Context: an optimization exercise on an open-source flow, tuned for small area, a short achievable clock period and few clock cycles. The choices shown serve that exercise and are no tape-out recipe. The RTL was checked by simulation tests, not by an equivalence proof against the original design. Not every run is shown, and edits may drop behaviour that the tests do not exercise. Power and IR drop assume default switching activity.

**Run 1: nets reached from selected ports**

Scale: 1 px per um.
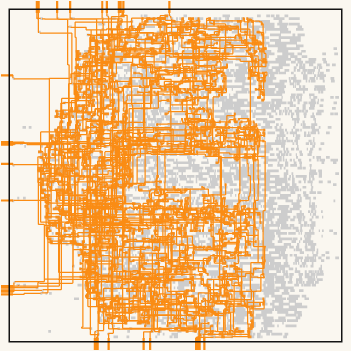
**Run 1: worst path highlighted**

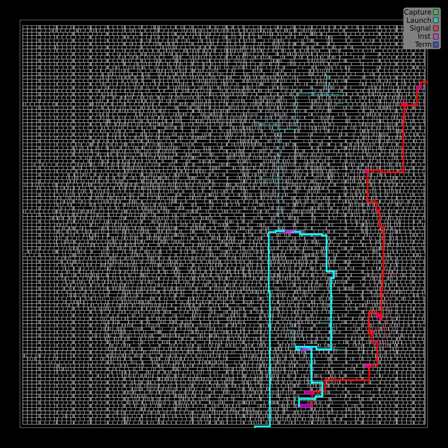
**Run 1: wiring heat map**

Scale: 1 px per um. 33 x 33 tiles, from black (low) to pale yellow (high), scaled to the fullest tile. Values are wire area over tile area, all layers added.
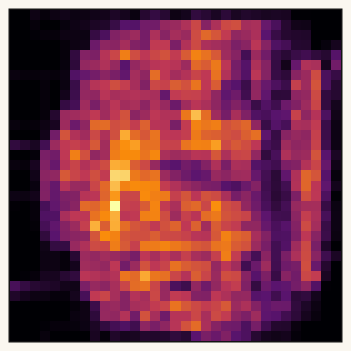
**Run 1: the metal 2 layer**

Scale: 1.5 px per um.
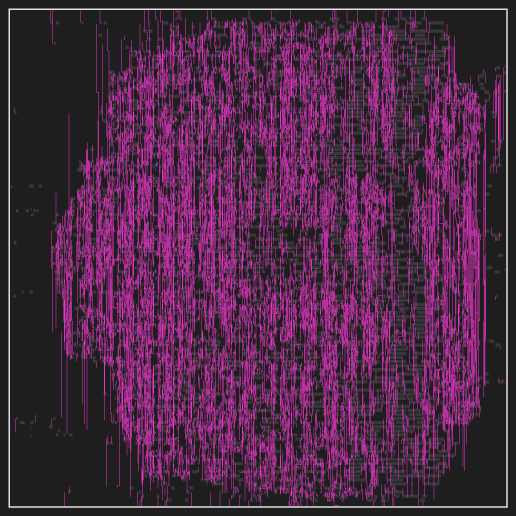
--- flow/design.v: outline only ---
// module mul_unit: 1718 lines
module mul_unit
    (
        input logic clk,
        input logic rst,
        input logic [1:0] issue_fn3,
        input logic [31:0] rs1,
        input logic [31:0] rs2,
        input logic issue_new_request,
        input logic [3:0] issue_id,
        output logic issue_ready,
        input logic wb_ack,
        output logic wb_done,
        output logic [3:0] wb_id,
        output logic [31:0] wb_rd
    );
  // ...
==> flow/run.sh <==
#!/bin/bash
# synth_recipe.tcl (not shown) runs the flow's synth.tcl, then flattens the netlist and writes it again
# the make line also repeats each setting of config.mk as NAME=value (left out here)
make -C /OpenROAD-flow-scripts/flow DESIGN_CONFIG=/design/flow/config.mk WORK_HOME=/design/flow/orfs CLKGATE_MAP_FILE= SYNTH_SCRIPT=/design/flow/synth_recipe.tcl finish
==> flow/config.mk <==
export PLATFORM = sky130hd
export DESIGN_NAME = mul_unit
export DESIGN_NICKNAME = mul_unit
export VERILOG_FILES = /design/flow/design.v
export SDC_FILE = /design/flow/constraint.sdc
export NUM_CORES = 4
export LEC_CHECK = 0
export CAP_MARGIN = 20
export CORE_MARGIN = 2
export CORE_UTILIZATION = 40
export SLEW_MARGIN = 20
==> flow/constraint.sdc <==
create_clock -name core_clock -period 10.0 [get_ports {clk}]
set_input_delay 2.0000 -clock core_clock [delete_from_list [all_inputs] [get_ports {clk}]]
set_output_delay 2.0000 -clock core_clock [all_outputs]
set_load 0.01 [all_outputs]
==> run notes, run 1 <==
Total Routed Length 167 mm; total grt overflow 0; hold-fix buffer count after cts 0; Multi-In Gates 4219; instance count after placement with tap cells included 6502; synthesized cell area 0.0427 mm^2; largest family of logic cells by synthesized area adder cells; routed vias/inst 6.34; effective utilization at floorplan 40.4%; most common library cells after synthesis sky130_fd_sc_hd__nand2_1 (854), sky130_fd_sc_hd__clkbuf_1 (559), sky130_fd_sc_hd__a21oi_1 (534); Sequential Area 0.00582 mm^2; number of gates resized after cts 0; r2r setup slk 6970 ps; Synth Net Count 6253; met2 layer usage reported by global route 43.8%; final hold violations 0; non-clock buffer count in the final layout 221; worst-skew pair later-pin latency 470 ps; number of well taps 1391; largest net degree at the start of global routing 106; met1 track demand over resource in global routing 43.7%; Clock Tree Buf Depth 2; overall track demand over capacity in global routing 29.9%; Residual DRC 0; TritonCTS clock tree done; height of the die 331 um; Largest register FFs 188; half-perimeter wire length after detailed placement 123 mm; count of flip-flops with a built-in enable after synthesis 193; root buffer selected by CTS sky130_fd_sc_hd__clkbuf_16; share of synthesized area occupied by flip-flops and latches 13.6%; Hold WS 1210 ps; Pre-antenna DRT Iters 7; Clock group 0.677 mW; result of the run complete, no violations; Max Clock Freq 141 MHz; Top-Level Pins 112; commonest cells after routing, fill and taps aside sky130_fd_sc_hd__nand2_1 (854), sky130_fd_sc_hd__a21oi_1 (534), sky130_fd_sc_hd__inv_1 (471), sky130_fd_sc_hd__fa_1 (469), sky130_fd_sc_hd__nor2_1 (255); sequential logic power 1.80 mW; global-route wire length before repair 247 mm; ant diodes 0; switching share of total power 56.3%; group drawing the most power combinational logic; transition at the pin with the smallest max-transition slack 1160 ps; total power density per cell area 350 mW/mm^2; vias in the first global route 36500; peak fanout along the critical path 7; worst vdd rail ir drop 0.230 mV; part of the total power dissipated in combinational logic 83.9%; Die Footprint 0.110 mm^2; WS Path Type reg2out; number of ordinary inverters in the final layout 478; CP Buf/Inv Count 1; number of clock buffers inserted by TritonCTS 17; Max H-tree Level 4; # port buffers 111; via count of the routed design 41400; wire per inst 25.6 um; part of the total power dissipated in the clock network 4.4%; net switching power 8.70 mW; number of setup violations in the final report 0; cell-by-cell listing of the critical path fa_1, ha_1, a21oi_1, o21ai_0, a311oi_1, o21ai_1, o21ai_1, o2bb2ai_1, nor2_1, o311ai_0, clkdlybuf4s50_1; met3 Track Usage GR 6.86%; top cell type by total area after synthesis sky130_fd_sc_hd__fa_1; Worst Hold Depth 2; met3 wire len 20.1 mm; number of clock buffers in the layout 18; count of sequential standard cells 194; prevailing post-synth register cell sky130_fd_sc_hd__edfxtp_1; share of cell area taken by multi-input logic gates 73.6%; Setup crit start kind flip-flop; Simple-Gate Fraction of Synth Area 15.4%; register bit count reported by yosys 194; most frequent cell on the critical path sky130_fd_sc_hd__o21ai_1; RSZ-0062 raised after global routing false; Max Slew Vio Count 0; Yosys cell types 79; fill cell instance count of the final layout 10700; post-route cell area 0.0441 mm^2; min-delay worst type reg2reg; compound-cell area share of the yosys netlist 27.9%; met1 wire length 70.7 mm; r2r worst-path depth 3; max layer used met5; clk slew on worst S/H paths 70 ps; internal power component 6.74 mW; Largest delay share family, worst path compound AO/OA/AOI/OAI gates; FP Rows 119; power in combinational cells 13.0 mW; most instantiated library cell after synthesis sky130_fd_sc_hd__nand2_1; layout-stage area growth over the synthesis result 3.06%; Layout clock area frac 1.26%; area share of the leading cell type in the synthesized netlist 22.0%; Die X 331 um; setup skew after layout 21.9 ps; busiest layer in global routing met2; sequential share of cell area 13.2%; most common cell after layout, fill and taps aside sky130_fd_sc_hd__nand2_1; total negative slack for setup checks 0 ps; leading post-synthesis cells by cell area sky130_fd_sc_hd__fa_1 (22%), sky130_fd_sc_hd__edfxtp_1 (14%), sky130_fd_sc_hd__nand2_1 (7.5%), sky130_fd_sc_hd__a21oi_1 (6.3%), sky130_fd_sc_hd__maj3_1 (5.4%); Yosys warnings 1; synthesized-area fraction occupied by xor and xnor cells 1.52%; largest class multi-input combinational cells; required time worst endpoint 8000 ps; # clock sinks 194; antenna violations before repair 3; routability-driven placement congestion ratio 0.978; Crit path largest cell delay 620 ps; share of synthesized area spent on multiplexers 0.173%; number of gates on the worst path with buffers counted 11; Adder-Cell Fraction of Synth Area 30.8%; number of non-filler instances in the completed layout 6535; Avg Cell Area, Syn 7.64 um^2; endpoint type of the worst setup path output pin; ys async rst share 0%; area used by multi-input combinational logic 0.0324 mm^2; normalized max-slew margin 22.8%; Tot Pwr 15.4 mW; number of DRC violations after detailed-routing iteration 0 6267; Routed met2 length 71.4 mm; post-place instance area 0.0435 mm^2; share of layout cells above drive strength 1 4.39%; Data arrival, critical path 5100 ps; final net count 5791; Floorplan Core Area 0.106 mm^2; number of max-capacitance violations reported 0; slowest cell on the critical path sky130_fd_sc_hd__clkdlybuf4s50_1; pre-CTS WS 2540 ps; final worst-path cycle share 71.0%; DRT antenna net count 0; share of total power in sequential cells 11.7%; Post-Syn Instances 5593; leakage power figure 17.0 nW; Post CTS Setup Buffer Count 0; Non-clock buffers, area share 3.87%
Testbench counts for the RTL of run 1, summed over its fixed seeds: cycles 16,008.
-- 'nets reached from selected ports' (at the start) --
orange -> rs1  # bits 32, direction input, edge 11 south, 11 west, 10 north, end cells 1775, buffers 72, wire 33.6 mm

-- 'worst path highlighted' (at the start) --
time the worst path needs with I/O delays and setup: 7100 ps
least setup slack across all paths after layout: 2900 ps
fraction of the core area covered by cells at the end of the flow: 41.7%

-- 'wiring heat map' (at the start) --
densest ninth of the die = centre
emptiest ninth of the die = north-west
tiles over half the peak = 26%
fullest tile = 0.80

-- 'the metal 2 layer' (at the start) --
share of all routed wire = 43%
main direction = vertical

--- run 2: outline of the changes from run 1 ---
flow/design.v: 1718 -> 2844 lines; modules unchanged: 0
  mul_unit: edited, 1718 -> 2844 lines
--- a/flow/config.mk
+++ b/flow/config.mk
@@ -9,3 +9,4 @@
 export CORE_MARGIN = 2
 export CORE_UTILIZATION = 40
+export SETUP_SLACK_MARGIN = 4
 export SLEW_MARGIN = 20
**Run 2: nets reached from selected ports**

Scale: 1.5 px per um.
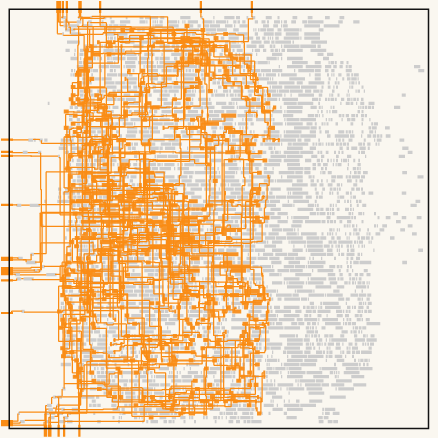
orange -> rs1  # bits 32, direction input, edge 15 west, 10 north, 7 south, end cells 608, buffers 64, wire 18700 um

**Run 2: wiring heat map**

Scale: 1.5 px per um. 28 x 28 tiles, from black (low) to pale yellow (high), scaled to the fullest tile. Values are wire area over tile area, all layers added.
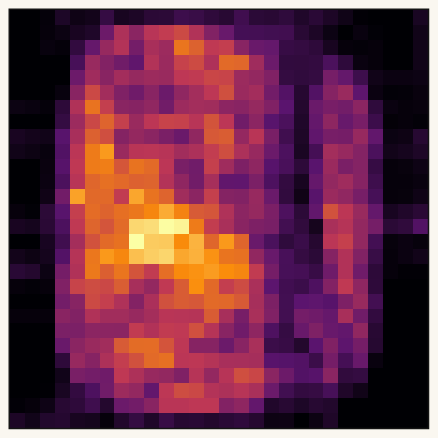
mean over tiles = 0.26
fullest tile = 0.91
nearly empty tiles = 17%
densest ninth of the die = centre
tiles over half the peak = 19%

==> run 2 against run 1 <==
  * Fmax is 16% higher
  * Power is 13% lower
  * Area after synthesis is 30% lower
  * Register-to-register slack better by 1100 ps
  * Synthesized cell count is 42% lower
  * Global-route usage is 0.19 points lower
  * Largest power group unchanged
  * Highest routed layer unchanged
==> run notes, run 2 <==
Data arrival, critical path 6280 ps (+1180 ps); share of synthesized area occupied by flip-flops and latches 13.2% (-0.38 points); total power density per cell area 367 mW/mm^2 (+4.6%); DRT antenna net count 0 (unchanged); height of the die 278 um (-16%); Avg Cell Area, Syn 9.27 um^2 (+21%); pre-CTS WS 2530 ps (-11.8 ps); antenna violations before repair 5 (+2); number of setup violations in the final report 0 (unchanged); commonest cells after routing, fill and taps aside sky130_fd_sc_hd__fa_1 (400), sky130_fd_sc_hd__inv_1 (272), sky130_fd_sc_hd__xnor2_1 (267), sky130_fd_sc_hd__a22oi_1 (223), sky130_fd_sc_hd__a21oi_1 (200); Adder-Cell Fraction of Synth Area 36.6% (+5.8 points); most common library cells after synthesis sky130_fd_sc_hd__fa_1 (469), sky130_fd_sc_hd__inv_1 (294), sky130_fd_sc_hd__xnor2_1 (293); Worst Hold Depth 1 (-1); min-delay worst type reg2reg; number of gates on the worst path with buffers counted 11 (unchanged); instance count after placement with tap cells included 4143 (-36%); effective utilization at floorplan 40.4% (about the same); Setup crit start kind input pin; number of max-capacitance violations reported 0 (unchanged); Max Clock Freq 164 MHz (+16%); Layout clock area frac 1.70% (+0.44 points); Total Routed Length 117 mm (-30%); largest net degree at the start of global routing 69 (-35%); clk slew on worst S/H paths 60 ps (about the same); slowest cell on the critical path sky130_fd_sc_hd__fa_2; largest class multi-input combinational cells; share of cell area taken by multi-input logic gates 70.5% (-3.2 points); Die Footprint 0.0776 mm^2 (-29%); post-place instance area 0.0322 mm^2 (-26%); leading post-synthesis cells by cell area sky130_fd_sc_hd__fa_1 (31%), sky130_fd_sc_hd__edfxtp_1 (13%), sky130_fd_sc_hd__xnor2_1 (8.5%), sky130_fd_sc_hd__xor2_1 (7.2%), sky130_fd_sc_hd__a22oi_1 (6.7%); area used by multi-input combinational logic 0.0259 mm^2 (-20%); Post CTS Setup Buffer Count 99 (+99); total grt overflow 0 (unchanged); Max H-tree Level 4 (unchanged); count of sequential standard cells 133 (-31%); routed vias/inst 6.00 (-5.3%); share of total power in sequential cells 11.8% (about the same); fill cell instance count of the final layout 6794 (-36%); sequential logic power 1.60 mW (-11%); ys async rst share 0% (unchanged); busiest layer in global routing met2; most instantiated library cell after synthesis sky130_fd_sc_hd__fa_1; area share of the leading cell type in the synthesized netlist 31.2% (+9.2 points); Yosys cell types 80 (+1.3%); wire per inst 27.0 um (+5.3%); RSZ-0062 raised after global routing true; hold-fix buffer count after cts 0 (unchanged); TritonCTS clock tree done; number of non-filler instances in the completed layout 4342 (-34%); met3 Track Usage GR 8.36% (+1.5 points); Routed met2 length 49.9 mm (-30%); result of the run complete, no violations; Yosys warnings 1 (unchanged); endpoint type of the worst setup path flip-flop; largest family of logic cells by synthesized area adder cells; # clock sinks 133 (-31%); fraction of the core area covered by cells at the end of the flow 49.4% (+7.7 points); top cell type by total area after synthesis sky130_fd_sc_hd__fa_1; normalized max-slew margin 35.9% (+13 points); power in combinational cells 11.2 mW (-14%); register bit count reported by yosys 133 (-31%); met2 layer usage reported by global route 44.9% (+1.1 points); Floorplan Core Area 0.0746 mm^2 (-29%); internal power component 6.54 mW (-3.0%); count of flip-flops with a built-in enable after synthesis 132 (-32%); Die X 278 um (-16%); net switching power 6.96 mW (-20%); final net count 4033 (-30%); Max Slew Vio Count 0 (unchanged); setup skew after layout 9.65 ps (-12.2 ps); Crit path largest cell delay 680 ps (+60 ps); most common cell after layout, fill and taps aside sky130_fd_sc_hd__fa_1; leakage power figure 14.3 nW (-16%); non-clock buffer count in the final layout 348 (+57%); vias in the first global route 26300 (-28%); layout-stage area growth over the synthesis result 22.2%; Top-Level Pins 112 (unchanged); max layer used met5; time the worst path needs with I/O delays and setup 6100 ps (-1000 ps); Clock group 0.676 mW (about the same); met1 wire length 46.7 mm (-34%); half-perimeter wire length after detailed placement 85.3 mm (-31%); cell-by-cell listing of the critical path clkdlybuf4s50_1, buf_12, xor2_1, a22oi_1, fa_2, fa_2, fa_1, fa_2, fa_1, fa_1, inv_1; number of DRC violations after detailed-routing iteration 0 3139 (-50%); worst vdd rail ir drop 0.284 mV (+24%); # port buffers 111 (unchanged); number of gates resized after cts 365 (+365); global-route wire length before repair 171 mm (-31%); number of ordinary inverters in the final layout 300 (-37%); FP Rows 100 (-16%); switching share of total power 51.6% (-4.8 points); peak fanout along the critical path 18 (+11); Largest delay share family, worst path adder cells; Clock Tree Buf Depth 2 (unchanged); Synth Net Count 3926 (-37%); met3 wire len 13.6 mm (-32%); Tot Pwr 13.5 mW (-13%); post-route cell area 0.0368 mm^2 (-16%); via count of the routed design 26100 (-37%); final hold violations 0 (unchanged)
Testbench counts for the RTL of run 2, summed over its fixed seeds: cycles 16,008.
**Run 2: the metal 2 layer**

Scale: 1.5 px per um.
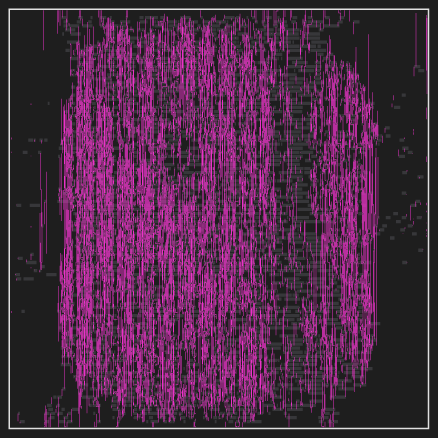
wire length on this layer = 49.9 mm
longest straight run = 86.7 um
main direction = vertical
share of all routed wire = 43%
nets with wire on the layer = 3353

## Run 3: what changed since run 2
--- a/flow/config.mk
+++ b/flow/config.mk
@@ -9,4 +9,3 @@
 export CORE_MARGIN = 2
 export CORE_UTILIZATION = 40
-export SETUP_SLACK_MARGIN = 4
 export SLEW_MARGIN = 20
**Run 3: the metal 2 layer**

Scale: 1.5 px per um.
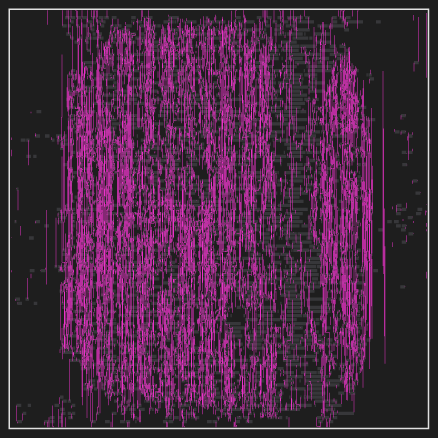
wire length on this layer = 45.6 mm
main direction = vertical
share of all routed wire = 43%
longest straight run = 142 um

**Run 3: worst path highlighted**

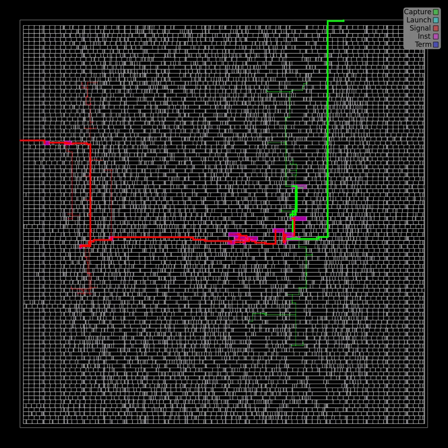
total negative slack for setup checks: 0 ps
least setup slack across all paths after layout: 2630 ps
fraction of the core area covered by cells at the end of the flow: 43.8%
time the worst path needs with I/O delays and setup: 7370 ps

==> run 3 against run 2 <==
  * Fmax down 17%
  * Flip-flop and latch count stayed put
  * Utilization decreased by 5.6 points
  * Largest cell class unchanged
  * Worst hold slack worse by 350 ps
  * Still clean
  * Design area down 11%
  * Clock skew is 4.7 ps higher
  * Via count down 4.9%
  * First-iteration DRC count shrank 17%
  * Global-route usage fell by 2.2 points
  * Clock power shrank 12%
  * Clock-buffer cell count down 1
==> run notes, run 3 <==
result of the run complete, no violations; Top-Level Pins 112 (unchanged); Max H-tree Level 4 (unchanged); Die X 278 um (unchanged); worst vdd rail ir drop 0.239 mV (-16%); met2 layer usage reported by global route 41.8% (-3.1 points); met1 wire length 45.1 mm (-3.5%); via count of the routed design 24800 (-4.9%); Adder-Cell Fraction of Synth Area 36.6% (unchanged); non-clock buffer count in the final layout 193 (-45%); # clock sinks 133 (unchanged); Floorplan Core Area 0.0746 mm^2 (unchanged); commonest cells after routing, fill and taps aside sky130_fd_sc_hd__fa_1 (469), sky130_fd_sc_hd__inv_1 (294), sky130_fd_sc_hd__xnor2_1 (293), sky130_fd_sc_hd__a22oi_1 (269), sky130_fd_sc_hd__xor2_1 (248); largest class multi-input combinational cells; net switching power 6.65 mW (-4.5%); routed vias/inst 5.93 (-1.1%); FP Rows 100 (unchanged); layout-stage area growth over the synthesis result 8.28%; Total Routed Length 106 mm (-9.3%); leading post-synthesis cells by cell area sky130_fd_sc_hd__fa_1 (31%), sky130_fd_sc_hd__edfxtp_1 (13%), sky130_fd_sc_hd__xnor2_1 (8.5%), sky130_fd_sc_hd__xor2_1 (7.2%), sky130_fd_sc_hd__a22oi_1 (6.7%); number of ordinary inverters in the final layout 299 (-0.33%); Die Footprint 0.0776 mm^2 (unchanged); Worst Hold Depth 1 (unchanged); Largest delay share family, worst path adder cells; count of flip-flops with a built-in enable after synthesis 132 (unchanged); final net count 3870 (-4.0%); Setup crit start kind input pin; number of gates resized after cts 0 (-100%); share of total power in sequential cells 12.4% (+0.6 points); share of synthesized area occupied by flip-flops and latches 13.2% (unchanged); min-delay worst type reg2reg; antenna violations before repair 0 (-5); register bit count reported by yosys 133 (unchanged); met3 Track Usage GR 6.41% (-2.0 points); cell-by-cell listing of the critical path clkdlybuf4s50_1, ha_1, clkinv_1, o22ai_1, ha_1, inv_1, fa_1, fa_1, fa_1, fa_1, inv_1, fa_1; Layout clock area frac 1.72% (+0.023 points); Routed met2 length 45.6 mm (-8.6%); instance count after placement with tap cells included 4145 (+0.048%); number of gates on the worst path with buffers counted 12 (+1); top cell type by total area after synthesis sky130_fd_sc_hd__fa_1; # port buffers 111 (unchanged); DRT antenna net count 0 (unchanged); pre-CTS WS 2350 ps (-181 ps); slowest cell on the critical path sky130_fd_sc_hd__ha_1; clk slew on worst S/H paths 70 ps (about the same); count of sequential standard cells 133 (unchanged); Yosys warnings 1 (unchanged); number of non-filler instances in the completed layout 4177 (-3.8%); Yosys cell types 80 (unchanged); height of the die 278 um (unchanged); total power density per cell area 390 mW/mm^2 (+6.3%); total grt overflow 0 (unchanged); sequential logic power 1.58 mW (about the same); Crit path largest cell delay 1000 ps (+320 ps); Tot Pwr 12.7 mW (-5.8%); ys async rst share 0% (unchanged); number of setup violations in the final report 0 (unchanged); hold-fix buffer count after cts 0 (unchanged); Max Clock Freq 136 MHz (-17%); normalized max-slew margin 22.6% (-13 points); area used by multi-input combinational logic 0.0240 mm^2 (-7.4%); largest net degree at the start of global routing 129 (+87%); Data arrival, critical path 7510 ps (+1230 ps); vias in the first global route 24800 (-5.6%); most common cell after layout, fill and taps aside sky130_fd_sc_hd__fa_1; Synth Net Count 3926 (unchanged); TritonCTS clock tree done; max layer used met4; peak fanout along the critical path 26 (+8); area share of the leading cell type in the synthesized netlist 31.2% (unchanged); Clock Tree Buf Depth 2 (unchanged); switching share of total power 52.3% (+0.73 points); power in combinational cells 10.5 mW (-6%); Max Slew Vio Count 0 (unchanged); share of cell area taken by multi-input logic gates 73.6% (+3.2 points)
**Run 3: nets reached from selected ports**

Scale: 1.5 px per um.
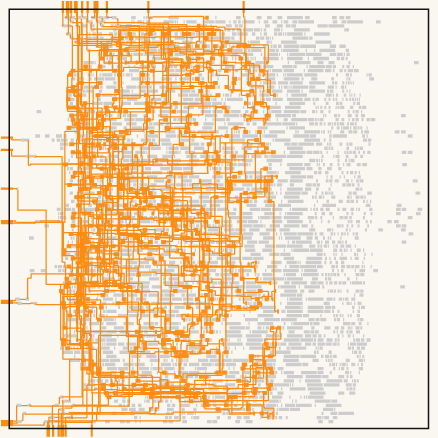
orange -> rs1  # bits 32, direction input, edge 14 north, 10 west, 8 south, end cells 608, buffers 62, wire 18400 um

## Run 4: large edit since run 3, in outline
flow/design.v: 2844 -> 2459 lines; modules unchanged: 0
  mul_unit: edited, 2844 -> 2459 lines
--- a/flow/config.mk
+++ b/flow/config.mk
@@ -9,3 +9,4 @@
 export CORE_MARGIN = 2
 export CORE_UTILIZATION = 40
+export SETUP_SLACK_MARGIN = 4
 export SLEW_MARGIN = 20
**Run 4: worst path highlighted**

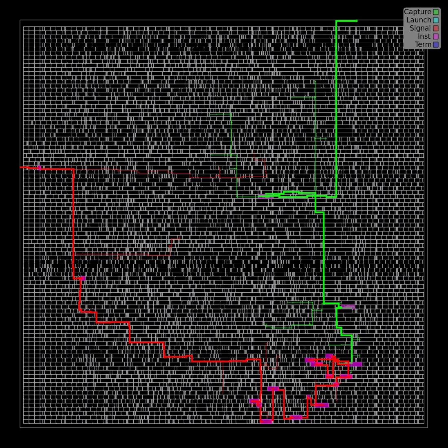
number of non-filler instances in the completed layout: 4153
least setup slack across all paths after layout: 3990 ps
fraction of the core area covered by cells at the end of the flow: 50.7%
time the worst path needs with I/O delays and setup: 6010 ps

**Run 4: nets reached from selected ports**

Scale: 1.5 px per um.
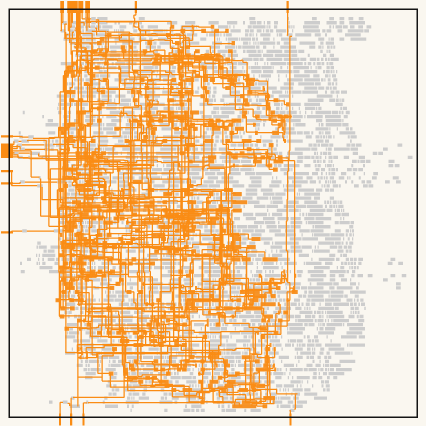
orange -> rs1  # bits 32, direction input, edge 17 north, 11 west, 4 south, end cells 609, buffers 107, wire 20000 um

==> run 4 against run 3 <==
  * Clock-buffer cell count is 1 higher
  * Cell count fell by 0.57%
  * Critical endpoint is now cut_q[15]
  * Via count increased by 1.7%
  * Sequential power is essentially flat
  * Wire length rose by 10%
  * Critical path depth up 3
  * Worst hold slack improved by 340 ps
  * Design area is 9.1% higher
==> run notes, run 4 <==
result of the run complete, no violations; wire per inst 28.2 um; fill cell instance count of the final layout 6162; met2 layer usage reported by global route 46.8% (+5.0 points); Adder-Cell Fraction of Synth Area 38.9% (+2.2 points); peak fanout along the critical path 11 (-58%); ys async rst share 0% (unchanged); compound-cell area share of the yosys netlist 17.1%; register bit count reported by yosys 119 (-11%); routability-driven placement congestion ratio 0.982; worst vdd rail ir drop 0.233 mV (-2.9%); part of the total power dissipated in combinational logic 82.9%; clk slew on worst S/H paths 60 ps (about the same); total power density per cell area 373 mW/mm^2 (-4.4%); Tot Pwr 13.3 mW (+4.3%); cell-by-cell listing of the critical path buf_2, buf_4, xor2_2, a21oi_2, fa_1, fa_1, fa_1, inv_2, ha_4, and2_4, a31oi_4, o31ai_2, or3_4, a31oi_4, xnor2_2; number of DRC violations after detailed-routing iteration 0 3133; internal power component 6.61 mW; r2r setup slk 7790 ps; Yosys cell types 59 (-26%); Clock group 0.703 mW; global-route wire length before repair 168 mm; most common cell after layout, fill and taps aside sky130_fd_sc_hd__fa_1; synthesized-area fraction occupied by xor and xnor cells 16.8%; number of gates on the worst path with buffers counted 15 (+3); power in combinational cells 11.0 mW (+5%); largest class multi-input combinational cells; sequential logic power 1.57 mW (about the same); effective utilization at floorplan 40.6%; layout-stage area growth over the synthesis result 24.9%; min-delay worst type reg2reg; leading post-synthesis cells by cell area sky130_fd_sc_hd__fa_1 (33%), sky130_fd_sc_hd__edfxtp_1 (12%), sky130_fd_sc_hd__xnor2_1 (10%), sky130_fd_sc_hd__xor2_1 (6.8%), sky130_fd_sc_hd__a22oi_1 (6.8%); Multi-In Gates 2361; Post CTS Setup Buffer Count 101; Largest register FFs 113; Hold WS 1040 ps; Die X 271 um (-2.7%); slowest cell on the critical path sky130_fd_sc_hd__fa_1; final net count 3876 (+0.16%); Residual DRC 0; Post-Syn Instances 3031; commonest cells after routing, fill and taps aside sky130_fd_sc_hd__fa_1 (412), sky130_fd_sc_hd__inv_1 (287), sky130_fd_sc_hd__xnor2_1 (278), sky130_fd_sc_hd__a22oi_1 (227), sky130_fd_sc_hd__xor2_1 (180); area used by multi-input combinational logic 0.0247 mm^2 (+2.9%); area share of the leading cell type in the synthesized netlist 33.1% (+1.9 points); Data arrival, critical path 6200 ps (-1310 ps); Synth Net Count 3708 (-5.6%); antenna violations before repair 5 (+5); Pre-antenna DRT Iters 9; # clock sinks 119 (-11%); root buffer selected by CTS sky130_fd_sc_hd__clkbuf_16; most common library cells after synthesis sky130_fd_sc_hd__fa_1 (471), sky130_fd_sc_hd__xnor2_1 (326), sky130_fd_sc_hd__inv_1 (305); Largest delay share family, worst path adder cells; via count of the routed design 25200 (+1.7%); Floorplan Core Area 0.0703 mm^2 (-5.8%); number of setup violations in the final report 0 (unchanged); largest net degree at the start of global routing 74 (-43%); endpoint type of the worst setup path flip-flop; met3 Track Usage GR 9.80% (+3.4 points); DRT antenna net count 0 (unchanged); top cell type by total area after synthesis sky130_fd_sc_hd__fa_1; normalized max-slew margin 33.9% (+11 points); TritonCTS clock tree done; share of synthesized area occupied by flip-flops and latches 12.5% (-0.72 points); met3 wire len 16.2 mm; number of clock buffers in the layout 18; CP Buf/Inv Count 3; number of gates resized after cts 327 (+327); group drawing the most power combinational logic; max layer used met5; required time worst endpoint 10190 ps; WS Path Type in2reg; non-clock buffer count in the final layout 382 (+98%); prevailing post-synth register cell sky130_fd_sc_hd__edfxtp_1; RSZ-0062 raised after global routing true; total grt overflow 0 (unchanged); setup skew after layout 7.44 ps; count of flip-flops with a built-in enable after synthesis 118 (-11%); share of cell area taken by multi-input logic gates 69.5% (-4.2 points); count of sequential standard cells 119 (-11%); leakage power figure 14.1 nW; Max Clock Freq 166 MHz (+23%); busiest layer in global routing met2; worst-skew pair later-pin latency 430 ps; Crit path largest cell delay 590 ps (-410 ps); Routed met2 length 50.2 mm (+10%); number of max-capacitance violations reported 0; post-place instance area 0.0309 mm^2; Top-Level Pins 112 (unchanged); Setup crit start kind input pin; met1 wire length 43.4 mm (-3.6%); Clock Tree Buf Depth 2 (unchanged); hold-fix buffer count after cts 0 (unchanged); sequential share of cell area 10.0%; ant diodes 1; switching share of total power 50.1% (-2.2 points); instance count after placement with tap cells included 3916 (-5.5%); final worst-path cycle share 60.1%; Worst Hold Depth 2 (+1); half-perimeter wire length after detailed placement 81.7 mm; Yosys warnings 1 (unchanged); final hold violations 0; overall track demand over capacity in global routing 31.1%; Total Routed Length 117 mm (+10%); share of synthesized area spent on multiplexers 0.781%; Sequential Area 0.00356 mm^2; most instantiated library cell after synthesis sky130_fd_sc_hd__fa_1; transition at the pin with the smallest max-transition slack 991 ps; number of ordinary inverters in the final layout 318 (+6.4%); part of the total power dissipated in the clock network 5.3%; Max H-tree Level 4 (unchanged); routed vias/inst 6.07 (+2.3%); share of layout cells above drive strength 1 21.5%; Max Slew Vio Count 0 (unchanged); Die Footprint 0.0734 mm^2 (-5.3%); Avg Cell Area, Syn 9.41 um^2; Layout clock area frac 1.85% (+0.13 points); # port buffers 111 (unchanged); post-route cell area 0.0356 mm^2; r2r worst-path depth 2; number of clock buffers inserted by TritonCTS 17; number of well taps 940; most frequent cell on the critical path sky130_fd_sc_hd__fa_1; met1 track demand over resource in global routing 40.4%; largest family of logic cells by synthesized area adder cells; total negative slack for setup checks 0 ps (unchanged); Simple-Gate Fraction of Synth Area 6.53%; Non-clock buffers, area share 11.6%; pre-CTS WS 2030 ps (-324 ps); share of total power in sequential cells 11.8% (-0.6 points); vias in the first global route 25400 (+2.2%); synthesized cell area 0.0285 mm^2; FP Rows 97 (-3.0%); net switching power 6.65 mW (about the same); height of the die 271 um (-2.7%)
Testbench counts for the RTL of run 4, summed over its fixed seeds: cycles 16,008.
**Run 4: wiring heat map**

Scale: 1.5 px per um. 27 x 27 tiles, from black (low) to pale yellow (high), scaled to the fullest tile. Values are wire area over tile area, all layers added.
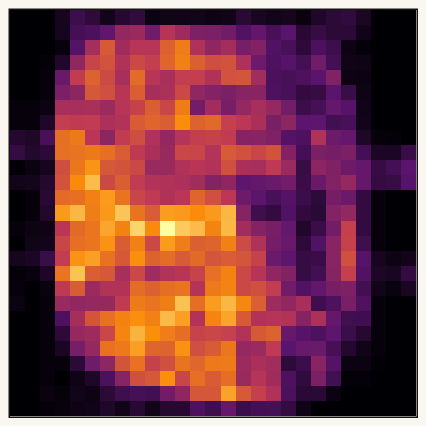
emptiest ninth of the die = north-east
tiles over half the peak = 30%
mean over tiles = 0.28
fullest tile = 0.87
nearly empty tiles = 18%

## Run 5: what changed since run 4
--- a/flow/config.mk
+++ b/flow/config.mk
@@ -9,4 +9,4 @@
 export CORE_MARGIN = 2
 export CORE_UTILIZATION = 40
-export SETUP_SLACK_MARGIN = 4
+export SETUP_SLACK_MARGIN = 5
 export SLEW_MARGIN = 20
**Run 5: worst path highlighted**

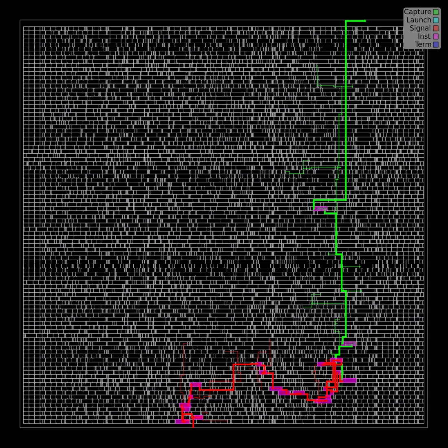
time the worst path needs with I/O delays and setup: 5920 ps
number of non-filler instances in the completed layout: 4423
fraction of the core area covered by cells at the end of the flow: 61.2%
least setup slack across all paths after layout: 4080 ps

**Run 5: the metal 1 layer**

Scale: 1.5 px per um.
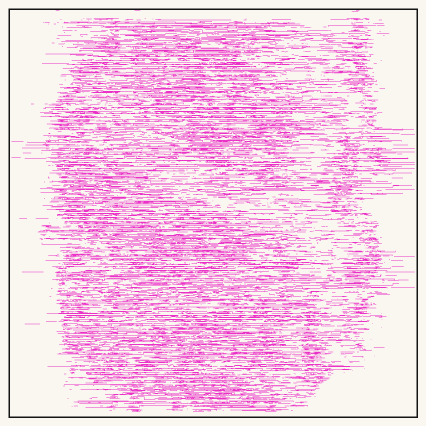
longest straight run = 107 um
nets with wire on the layer = 3879
share of all routed wire = 36%
main direction = horizontal
wire length on this layer = 48.4 mm

==> run 5 against run 4 <==
  * Still clean on timing, DRC and antenna
  * Highest routed layer unchanged
  * Wire length is 14% higher
  * Critical path depth is 5 higher
  * Critical path type unchanged
  * Fmax is 1.6% higher
  * Largest cell class unchanged
==> run notes, run 5 <==
Residual DRC 0 (unchanged); normalized max-slew margin 32.4% (-1.5 points); Die X 271 um (unchanged); number of ordinary inverters in the final layout 322 (+1.3%); height of the die 271 um (unchanged); area used by multi-input combinational logic 0.0289 mm^2 (+17%); register bit count reported by yosys 119 (unchanged); largest class multi-input combinational cells; Sequential Area 0.00356 mm^2 (unchanged); # port buffers 111 (unchanged); count of flip-flops with a built-in enable after synthesis 118 (unchanged); max layer used met5; slowest cell on the critical path sky130_fd_sc_hd__fa_1; Worst Hold Depth 2 (unchanged); Adder-Cell Fraction of Synth Area 38.9% (unchanged); DRT antenna net count 0 (unchanged); ant diodes 0 (-1); Total Routed Length 134 mm (+14%); share of total power in sequential cells 9.8% (-2.0 points); overall track demand over capacity in global routing 34.5% (+3.4 points); number of gates resized after cts 1182 (+260%); min-delay worst type reg2reg; result of the run complete, no violations; peak fanout along the critical path 8 (-3); leakage power figure 16.6 nW (+18%); Tot Pwr 15.8 mW (+19%); WS Path Type in2reg; met3 Track Usage GR 12.0% (+2.2 points); Die Footprint 0.0734 mm^2 (unchanged); power in combinational cells 13.7 mW (+25%); Pre-antenna DRT Iters 6 (-3); most instantiated library cell after synthesis sky130_fd_sc_hd__fa_1; Setup crit start kind input pin; Layout clock area frac 1.35% (-0.50 points); group drawing the most power combinational logic; compound-cell area share of the yosys netlist 17.1% (unchanged); clk slew on worst S/H paths 60 ps (about the same); # clock sinks 119 (unchanged); half-perimeter wire length after detailed placement 83.8 mm (+2.6%); commonest cells after routing, fill and taps aside sky130_fd_sc_hd__buf_4 (288), sky130_fd_sc_hd__fa_1 (240), sky130_fd_sc_hd__fa_2 (231), sky130_fd_sc_hd__inv_1 (227), sky130_fd_sc_hd__xnor2_1 (187); switching share of total power 50.2% (about the same); Max Clock Freq 169 MHz (+1.6%); met3 wire len 17.7 mm (+9.4%); Max H-tree Level 4 (unchanged); share of layout cells above drive strength 1 46.5% (+25 points); antenna violations before repair 2 (-3); vias in the first global route 27700 (+9.2%); required time worst endpoint 10160 ps (-30 ps); total negative slack for setup checks 0 ps (unchanged); Hold WS 852 ps (-184 ps); Simple-Gate Fraction of Synth Area 6.53% (unchanged); net switching power 7.94 mW (+19%); part of the total power dissipated in the clock network 3.8% (-1.5 points); r2r worst-path depth 3 (+1); non-clock buffer count in the final layout 644 (+69%); Floorplan Core Area 0.0703 mm^2 (unchanged); sequential share of cell area 8.29% (-1.7 points); CP Buf/Inv Count 5 (+2); Clock group 0.602 mW (-14%); number of setup violations in the final report 0 (unchanged); number of DRC violations after detailed-routing iteration 0 3214 (+2.6%)
**Run 5: the metal 2 layer**

Scale: 1.5 px per um.
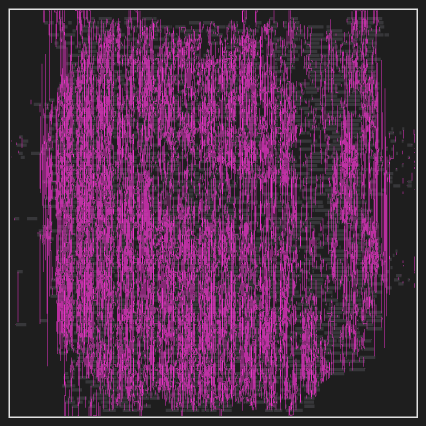
wire length on this layer = 56.6 mm
main direction = vertical
nets with wire on the layer = 3679
longest straight run = 117 um


==> screenshots <==
The metal 1 layer.
Scale: 1.5 px per um.
image #1
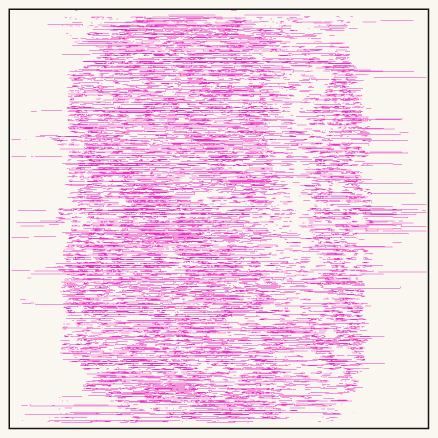
image #2
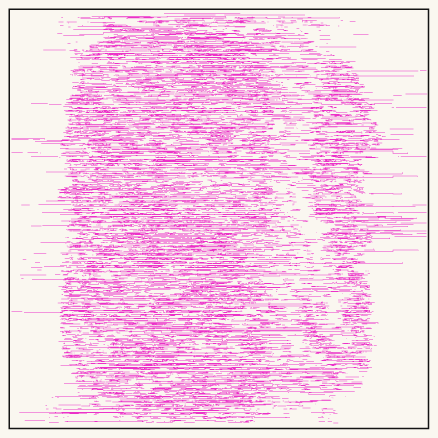
image #3
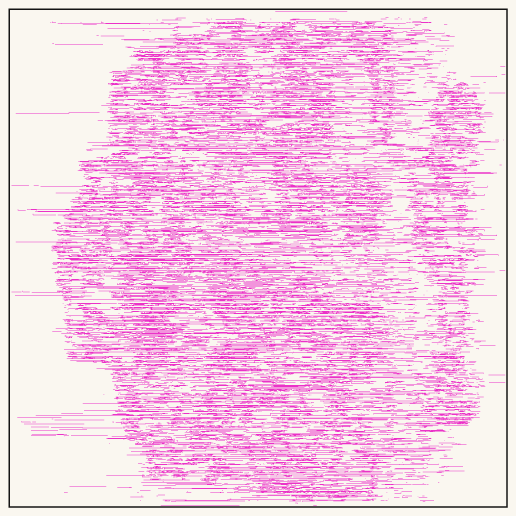
image #4
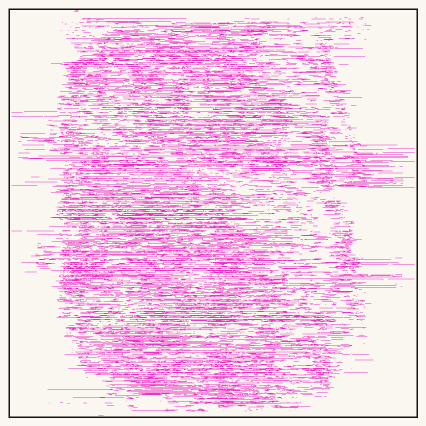
image #2 -> run 2
image #3 -> run 1
image #1 -> run 3
image #4 -> run 4
The one with the largest die is image #3.

Key to image #3:
share of all routed wire = 42%
nets with wire on the layer = 5390
longest straight run = 91.1 um

[port drivers added, routing unchanged]
The flow's constraints put no driver on any port. The routed layouts listed below were extracted and timed again, unchanged, in two steps. Step 1: set_driving_cell puts a clkbuf_16 on clk and a buf_2 on each other input, an assumption about the parent block. Step 2 also shifts input and output timing later by t, the mid clock arrival at the registers, as if the neighbouring blocks saw the same clock. a / b / c = ideal ports / drivers / drivers and shift; a / b = the first two.
run	shift t [ns]	slack for setup (ns)	worst setup path at the end	worst slew at a driven data input, ns	pins driven straight from the clock port
run 1	0.513	2.899 / 2.844 / 2.421	input to register	0.08	1
run 2	0.478	3.902 / 3.930 / 3.452	input to register	0.12	1
run 3	0.471	2.632 / 2.661 / 2.190	input to register	0.05	1
run 4	0.489	3.990 / 4.019 / 3.529	input to register	0.05	1
run 5	0.465	4.085 / 4.082 / 3.617	input to register	0.08	1
After both steps setup and hold are still met in every run listed. The setup slack of run 1, which loses most, moves by -0.055 ns with the drivers and by -0.478 ns with both steps.
